What follows belongs to an exercise in optimizing a design on an open flow for small area; a production flow would make more cautious choices.
Function not checked in this run: the RTL went through the layout flow alone.
Power figures rest on the tool's default switching activity, not on a simulated workload.

==> design.v <==
module Contador #(parameter CFG = 1) (
    input wire clk,
    input wire rst,
    input wire clr,
    input wire enable,
    input wire add,              
    input wire [5:0] sel,        
    output reg [3:0] su,
    output reg [2:0] sd,
    output reg [3:0] mu,
    output reg [2:0] md,
    output reg [3:0] hu,
    output reg [1:0] hd
);
    reg [14:0] pre;
    wire tick = enable & (&pre);
    wire su9 = su[3] & su[0];
    wire mu9 = mu[3] & mu[0];
    wire sd5 = sd[2] & ~sd[1];
    wire md5 = md[2] & ~md[1];
    wire hwrap = (hu[3] & hu[0]) | (hd[1] & hu[1] & hu[0]);
    wire c1 = tick & su9;
    wire c2 = c1 & sd5;
    wire c3 = c2 & mu9;
    wire c4 = c3 & md5;
    wire a = (CFG != 0) & add;
    wire i_su = tick | (a & sel[0]);
    wire i_sd = c1 | (a & sel[1]);
    wire i_mu = c2 | (a & sel[2]);
    wire i_md = c3 | (a & sel[3]);
    wire i_hu = c4 | (a & sel[4]);
    wire i_hd = (c4 & hwrap) | (a & sel[5]);
    wire z_hu = a & sel[5] & hd[0] & (hu[3] | hu[2]);
    always @(posedge clk or negedge rst) begin
        if (!rst) begin
            pre <= 15'd0;
            su <= 4'd0; sd <= 3'd0; mu <= 4'd0; md <= 3'd0; hu <= 4'd0; hd <= 2'd0;
        end else if (clr) begin
            pre <= 15'd0;
            su <= 4'd0; sd <= 3'd0; mu <= 4'd0; md <= 3'd0; hu <= 4'd0; hd <= 2'd0;
        end else begin
            if (enable) pre <= pre + 15'd1;
            if (i_su) su <= su9 ? 4'd0 : su + 4'd1;
            if (i_sd) sd <= {sd[1:0], ~sd[2]};
            if (i_mu) mu <= mu9 ? 4'd0 : mu + 4'd1;
            if (i_md) md <= {md[1:0], ~md[2]};
            if (z_hu) hu <= 4'd0;
            else if (i_hu) hu <= hwrap ? 4'd0 : hu + 4'd1;
            if (i_hd) hd <= {hd[0], ~hd[0] & ~hd[1]};
        end
    end
endmodule
module bcd_para_7seg #(parameter KIND = 0) (
    input  wire [3:0] d,
    input  wire blank,
    output wire [6:0] seg
);
    reg [6:0] s;
    always @(*) begin
        s = 7'bxxxxxxx;
        if (KIND == 0) begin
            case (d)
                4'd0: s = 7'b1000000;
                4'd1: s = 7'b1111001;
                4'd2: s = 7'b0100100;
                4'd3: s = 7'b0110000;
                4'd4: s = 7'b0011001;
                4'd5: s = 7'b0010010;
                4'd6: s = 7'b0000010;
                4'd7: s = 7'b1111000;
                4'd8: s = 7'b0000000;
                4'd9: s = 7'b0011000;
                4'd15: s = 7'b1111111;
                default: s = 7'bxxxxxxx;
            endcase
        end else if (KIND == 1) begin
            case (d[2:0])
                3'b000: s = 7'b1000000;
                3'b001: s = 7'b1111001;
                3'b011: s = 7'b0100100;
                3'b111: s = 7'b0110000;
                3'b110: s = 7'b0011001;
                3'b100: s = 7'b0010010;
                3'b101: s = 7'b1111111;
                default: s = 7'bxxxxxxx;
            endcase
        end else begin
            case (d[1:0])
                2'b00: s = 7'b1000000;
                2'b01: s = 7'b1111001;
                2'b10: s = 7'b0100100;
                2'b11: s = 7'b1111111;
                default: s = 7'bxxxxxxx;
            endcase
        end
    end
    assign seg = s;
endmodule
module FSM(
    input wire clk,
    input wire reset,
    input wire btn_mode,
    input wire btn_start,
    input wire btn_change,
    output reg [1:0] st,         
    output reg run,              
    output wire click_mode,
    output wire click_change,
    output wire [5:0] sel        
);
    reg prev_start, prev_change;
    reg [1:0] mode_sync;
    reg mode_stable, prev_mode;
    reg [8:0] db;
    reg [2:0] cd;                
    wire click_start = btn_start & ~prev_start;
    assign click_change = btn_change & ~prev_change;
    assign click_mode = mode_stable & ~prev_mode;
    wire diff = mode_sync[1] ^ mode_stable;
    wire hit = db[0] & ~db[1] & db[2] & ~db[5] & ~db[6] & ~db[7] & ~db[8];
    wire dbfb = ~(db[8] ^ db[1]);
    assign sel[0] = ~cd[2] & ~cd[0];
    assign sel[1] = ~cd[1] & cd[0];
    assign sel[2] = ~cd[2] & cd[1];
    assign sel[3] = cd[2] & cd[0];
    assign sel[4] = cd[1] & ~cd[0];
    assign sel[5] = cd[2] & ~cd[1];
    always @(posedge clk or negedge reset) begin
        if (!reset) begin
            prev_start <= 1'b0;
            prev_change <= 1'b0;
            mode_sync <= 2'b00;
            mode_stable <= 1'b0;
            prev_mode <= 1'b0;
            db <= 9'd0;
            st <= 2'b00;
            run <= 1'b0;
            cd <= 3'b000;
        end else begin
            prev_start <= btn_start;
            prev_change <= btn_change;
            mode_sync <= {mode_sync[0], btn_mode};
            prev_mode <= mode_stable;
            db <= (diff & ~hit) ? {db[7:0], dbfb} : 9'd0;
            if (diff & hit) mode_stable <= mode_sync[1];
            if (click_mode) st <= {st[0], ~st[0] & ~st[1]};
            run <= st[0] & (run ^ click_start);
            if (st[1]) begin
                if (click_start) cd <= {cd[1:0], ~cd[2]};
                else if (click_mode) cd <= 3'b000;
            end
        end
    end
endmodule
module relogio_simples_top(
    input wire btn_mode,
    input wire reset,
    input wire btn_start,
    input wire btn_change,
    input wire clk,
    output wire [6:0] HEX0,
    output wire [6:0] HEX1,
    output wire [6:0] HEX2,
    output wire [6:0] HEX3,
    output wire [6:0] HEX4,
    output wire [6:0] HEX5,
    output wire [2:0] LED
);
    wire [1:0] st;
    wire [2:0] cd;           
    wire [5:0] sel;          
    wire click_change;
    wire click_mode;
    wire run;
    FSM fsm (
        .clk(clk), .reset(reset),
        .btn_mode(btn_mode), .btn_start(btn_start), .btn_change(btn_change),
        .st(st), .run(run), .click_mode(click_mode), .click_change(click_change),
        .sel(sel)
    );
    assign LED[2] = ~(st[0] | st[1]);
    assign LED[1] = st[0];
    assign LED[0] = st[1];
    reg [12:0] pisca_lo;
    reg pisca_hi;
    wire pz = ~|pisca_lo[11:0];
    wire pfb = pisca_lo[12] ^ pisca_lo[4] ^ pisca_lo[1] ^ pisca_lo[0] ^ pz;
    always @(posedge clk or negedge reset)
        if (!reset) begin
            pisca_lo <= 13'd0;
            pisca_hi <= 1'b0;
        end else begin
            pisca_lo <= {pisca_lo[11:0], pfb};
            pisca_hi <= pisca_hi ^ (pisca_lo[12] & pz);
        end
    wire [13:0] pisca = {pisca_hi, pisca_lo};
    wire ca = st[1] & click_change;
    wire [3:0] w_su, w_mu, w_hu;
    wire [2:0] w_sd, w_md;
    wire [1:0] w_hd;
    Contador #(.CFG(1)) watch (
        .clk(clk), .rst(reset), .clr(1'b0), .enable(~st[1]),
        .add(ca), .sel(sel),
        .su(w_su), .sd(w_sd), .mu(w_mu), .md(w_md), .hu(w_hu), .hd(w_hd)
    );
    wire [3:0] c_su, c_mu, c_hu;
    wire [2:0] c_sd, c_md;
    wire [1:0] c_hd;
    Contador #(.CFG(0)) crono (
        .clk(clk), .rst(reset), .clr(~st[0] | btn_change | click_mode), .enable(run),
        .add(1'b0), .sel(6'd0),
        .su(c_su), .sd(c_sd), .mu(c_mu), .md(c_md), .hu(c_hu), .hd(c_hd)
    );
    wire wm = ~st[0];
    wire bl = pisca[13] & st[1];
    bcd_para_7seg #(.KIND(0)) d0 (.d(c_su | (w_su & {4{wm}}) | {4{bl & sel[0]}}), .blank(1'b0), .seg(HEX0));
    bcd_para_7seg #(.KIND(1)) d1 (.d({1'b0, (c_sd | (w_sd & {3{wm}}) | {bl & sel[1], 1'b0, bl & sel[1]}) & ~{1'b0, bl & sel[1], 1'b0}}), .blank(1'b0), .seg(HEX1));
    bcd_para_7seg #(.KIND(0)) d2 (.d(c_mu | (w_mu & {4{wm}}) | {4{bl & sel[2]}}), .blank(1'b0), .seg(HEX2));
    bcd_para_7seg #(.KIND(1)) d3 (.d({1'b0, (c_md | (w_md & {3{wm}}) | {bl & sel[3], 1'b0, bl & sel[3]}) & ~{1'b0, bl & sel[3], 1'b0}}), .blank(1'b0), .seg(HEX3));
    bcd_para_7seg #(.KIND(0)) d4 (.d(c_hu | (w_hu & {4{wm}}) | {4{bl & sel[4]}}), .blank(1'b0), .seg(HEX4));
    bcd_para_7seg #(.KIND(2)) d5 (.d({2'b0, c_hd | (w_hd & {2{wm}}) | {2{bl & sel[5]}}}), .blank(1'b0), .seg(HEX5));
endmodule
==> run.sh <==
#!/bin/bash
# synth_recipe.tcl (not shown) runs the flow's synth.tcl, then flattens the netlist and writes it again
# the make line also repeats each setting of config.mk as NAME=value (left out here)
make -C /OpenROAD-flow-scripts/flow DESIGN_CONFIG=/design/flow/config.mk WORK_HOME=/design/flow/orfs CLKGATE_MAP_FILE= SYNTH_SCRIPT=/design/flow/synth_recipe.tcl finish
==> config.mk <==
export PLATFORM = sky130hd
export DESIGN_NAME = relogio_simples_top
export DESIGN_NICKNAME = relogio_simples_top
export VERILOG_FILES = /design/flow/design.v
export SDC_FILE = /design/flow/constraint.sdc
export NUM_CORES = 4
export LEC_CHECK = 0
export CAP_MARGIN = 20
export CORE_MARGIN = 2
export CORE_UTILIZATION = 40
export SLEW_MARGIN = 20
==> constraint.sdc <==
create_clock -name core_clock -period 10.0 [get_ports {clk}]
set_input_delay 2.0000 -clock core_clock [delete_from_list [all_inputs] [get_ports {clk}]]
set_output_delay 2.0000 -clock core_clock [all_outputs]
set_load 0.01 [all_outputs]
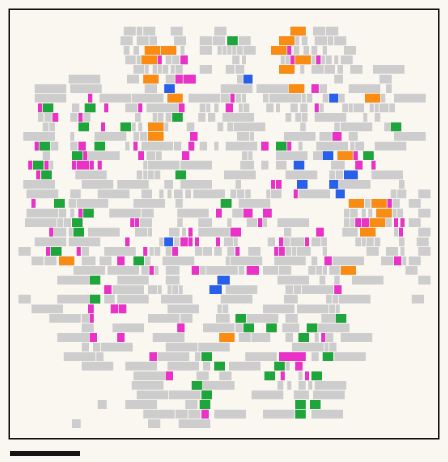
gate_families.png
Bar = 20 µm.
NOR gates -> magenta  # cells 98, most used nor2_1
XOR/XNOR gates -> green  # cells 42, most used xnor2_1, where spread over the die
AND-OR and OR-AND gates -> blue  # cells 12, most used a21o_1
adder and majority cells -> orange  # cells 23, most used ha_1
Post-Layout Cell Count: 790
commonest non-fill, non-tap cell in the layout: dfrtp_1
multi-input gate share of the layout cell area: 0.424

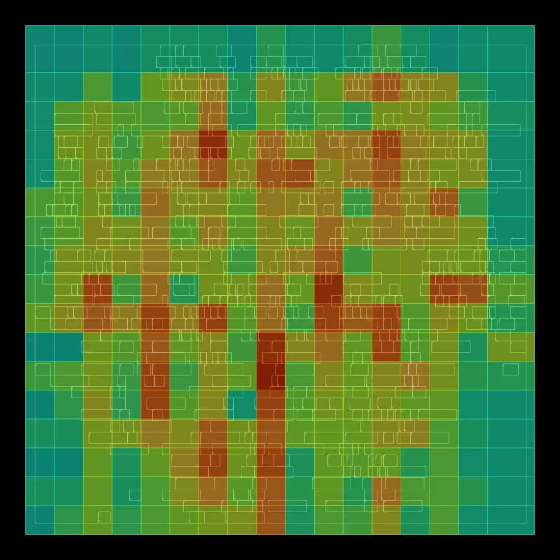
final_congestion.png
DR WL/cell: 14.8 µm
global routing met3 resource utilization: 0.0351

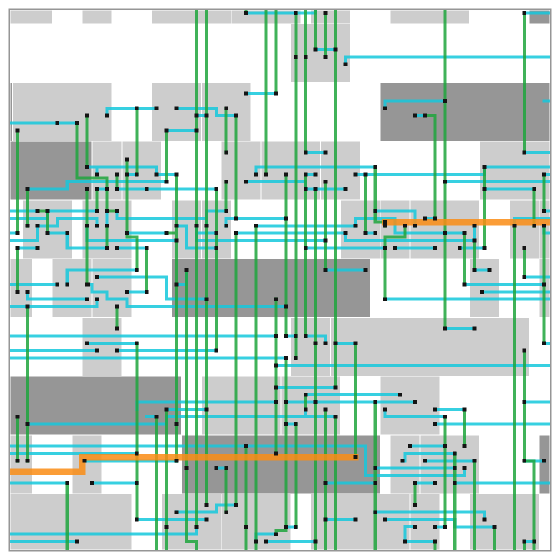
zoom.png
Region (79, 79) to (104, 104) µm. Cells in gray, sequential cells in the stronger gray; small squares are vias.
met1 -> cyan
met2 -> green
met3 -> orange
most frequent = a21oi_1 (6), nand2_1 (4), dfrtp_1 (4)
netlist names of flops here include = crono.mu (2)
sequential cells in the window = 4
cells with their middle in the window = 42

==> flow_summary.yaml <==
timing:
  slew_headroom: 0.410
  fin_skew_ps: 11.3
  setup_slack_ps: 4610
  setup_viol: 0
  holdWs_ps: 357
  period_needed_ps: 5390
  tns_ps: 0
  tightestPinTransition_ps: 885
die:
  pin_count: 50
  die_w_um: 122
  taps: 176
  coreArea_um2: 13400
  start_util: 0.413
  dieArea_um2: 14800
  row_count: 42
  die_y_um: 122
grt:
  grt_use_met2: 0.272
  grt_pass1_wl_um: 20000
  first_global_vias: 4039
  grt_overflow: 0
  met1_usage: 0.235
yosys:
  ys_ff_latch: 105
  yosysWarnings: 7
  yosys-top-cells-area: "dfrtp_1 (47%), ha_1 (5.2%), xnor2_1 (4.4%)"
  synth_most_common_cell: "dfrtp_1"
  yosys.area.top_type: "dfrtp_1"
  synthTopCellsByCount: "dfrtp_1 (105), nand2_1 (61), nor2_1 (53), a21oi_1 (38), o21ai_0 (31)"
  ys.flop_type: "dfrtp_1"
  synth_cell_types: 55
  synth_fp_nets: 597
  syn_inst: 569
  synth_area_um2: 5530
cts:
  cts_setup_buffers: 0
  cts-resized-gates: 0
  cts.reportedPaths.clkPinSlew_ps: 70
  clkLatencyLatePin_ps: 360
  htree_levels: 3
  clock-sinks: 105
  cts-buffers-inserted: 9
setup_path:
  critPathKind: "flip-flop to output port"
  critical_path.endpoint_type: "output port"
  r2r_setup_slack_ps: 7510
  worst-path-buf-inv: 3
  rr_startpoint: "fsm.st[0]"
  startpoint_type: "flip-flop"
  path_max_fanout: 21
  cp_top_family: "buffers and inverters"
  cp-endpoint: "HEX0[5]"
  cp.arrival_ps: 3390
  r2r-end: "crono.hd[0]"
  cp-startpoint: "fsm.st[0]"
  crit_cells: 7
  crit_slowest_cell: "a211oi_1"
  crit_top_cell: "inv_1"
  crit_chain: "inv_1 > a211oi_1 > inv_1 > ha_1 > nor4_1 > o22ai_1 > clkdlybuf4s50_1"
  reg2reg_depth: 6
  worstPathRequired_ps: 8000
drt:
  met1_length_um: 5610
  drc_errors: 0
  highest_layer: "met4"
  drtPass1Iterations: 4
  viasPerCell: 5.25
  vias: 4147
  met2WireLength_um: 5590
placed_design:
  post-place-ws_ps: 4960
  gp_congestion: 0.778
  place_inst: 775
cells_and_area:
  num-nonclk-inverters: 20
  final_area_um2: 6440
  seq_area_frac: 0.408
  multi_input_area_um2: 2730
  nMultiInputCombCells: 423
  fin_util: 0.481
  buf_share: 0.0781
  antenna_cells: 0
  layout.nets: 638
  layout_common_cells: "dfrtp_1 (105), nand2_1 (61), nor2_1 (53), clkdlybuf4s50_1 (48), a21oi_1 (38)"
  dominant_cells: "multi-input gates"
  areaGrowthSynthToFinish_pct: 16.4
power_and_ir_drop:
  p_total_mw: 1.36
  p_leak_nw: 2.84
  power.switching_uw: 470
  swShare: 0.347
  vdd_drop_max_uv: 96.5
  clockPowerShare: 0.254
  p_seq_frac: 0.410
  powerDensity_nw_per_um2: 210
job:
  maxCapViolCount: 0
min_path:
  hp-class: "flip-flop to flip-flop"
  hold_path_depth: 0
  worstHoldStart: "fsm.mode_sync[0]"
  min_to: "fsm.mode_sync[1]"
status:
  outcome: "no timing/DRC/antenna violations"
-- power by group through the flow --
stage	registers [mW]	logic (mW)	clock network, mW
finish	0.556	0.456	0.344
floorplan	0.528	0.296	0
CTS	0.555	0.462	0.355
detailed placement	0.563	0.460	0
global route	0.567	0.509	0.376
global placement	0.559	0.450	0
-- cell families after synthesis --
group | after synthesis | share of synthesized area
xor+xnor | 42 | 0.0665
fa+ha+maj | 23 | 0.0520
buf+inv | 41 | 0.0330
flops | 105 | 0.475
simple gates | 234 | 0.223
mux | 18 | 0.0344
compound gates | 106 | 0.116
-- sequential cells by signal, summed over array words and instances (netlist names), 2 cells and up --
name / cells
fsm.cd: 3
watch.pre: 15
watch.md: 3
pisca_lo: 13
crono.md: 3
crono.su: 4
watch.mu: 4
crono.mu: 4
fsm.mode_sync: 2
crono.pre: 15
crono.hd: 2
watch.hu: 4
watch.su: 4
crono.sd: 3
watch.hd: 2
fsm.db: 9
watch.sd: 3
fsm.st: 2
crono.hu: 4

## what the ideal ports hide
The flow's constraints put no driver on any port. The routed layout listed below was extracted and timed again, unchanged, in two steps. Step 1, drivers: a clkbuf_16 drives clk and a buf_2 each remaining input, both assumed. Step 2 times the ports against the registers' clock, not the clock port: input delays grow and output delays shrink by t, the midpoint of the rising clock arrivals with the driver on. Slacks: ideal / step 1 / step 2; pairs: ideal / step 1.
shift t [ns]: 0.387
setup WS [ns]: 4.606 / 4.570 / 4.957
hold slack, ns: 0.357 / 0.357 / 0.357
worst data-port slew with drivers (ns): 0.03
After both steps this run still meets setup and hold. The setup slack of this run moves by -0.036 ns with the drivers and by +0.351 ns with both steps.
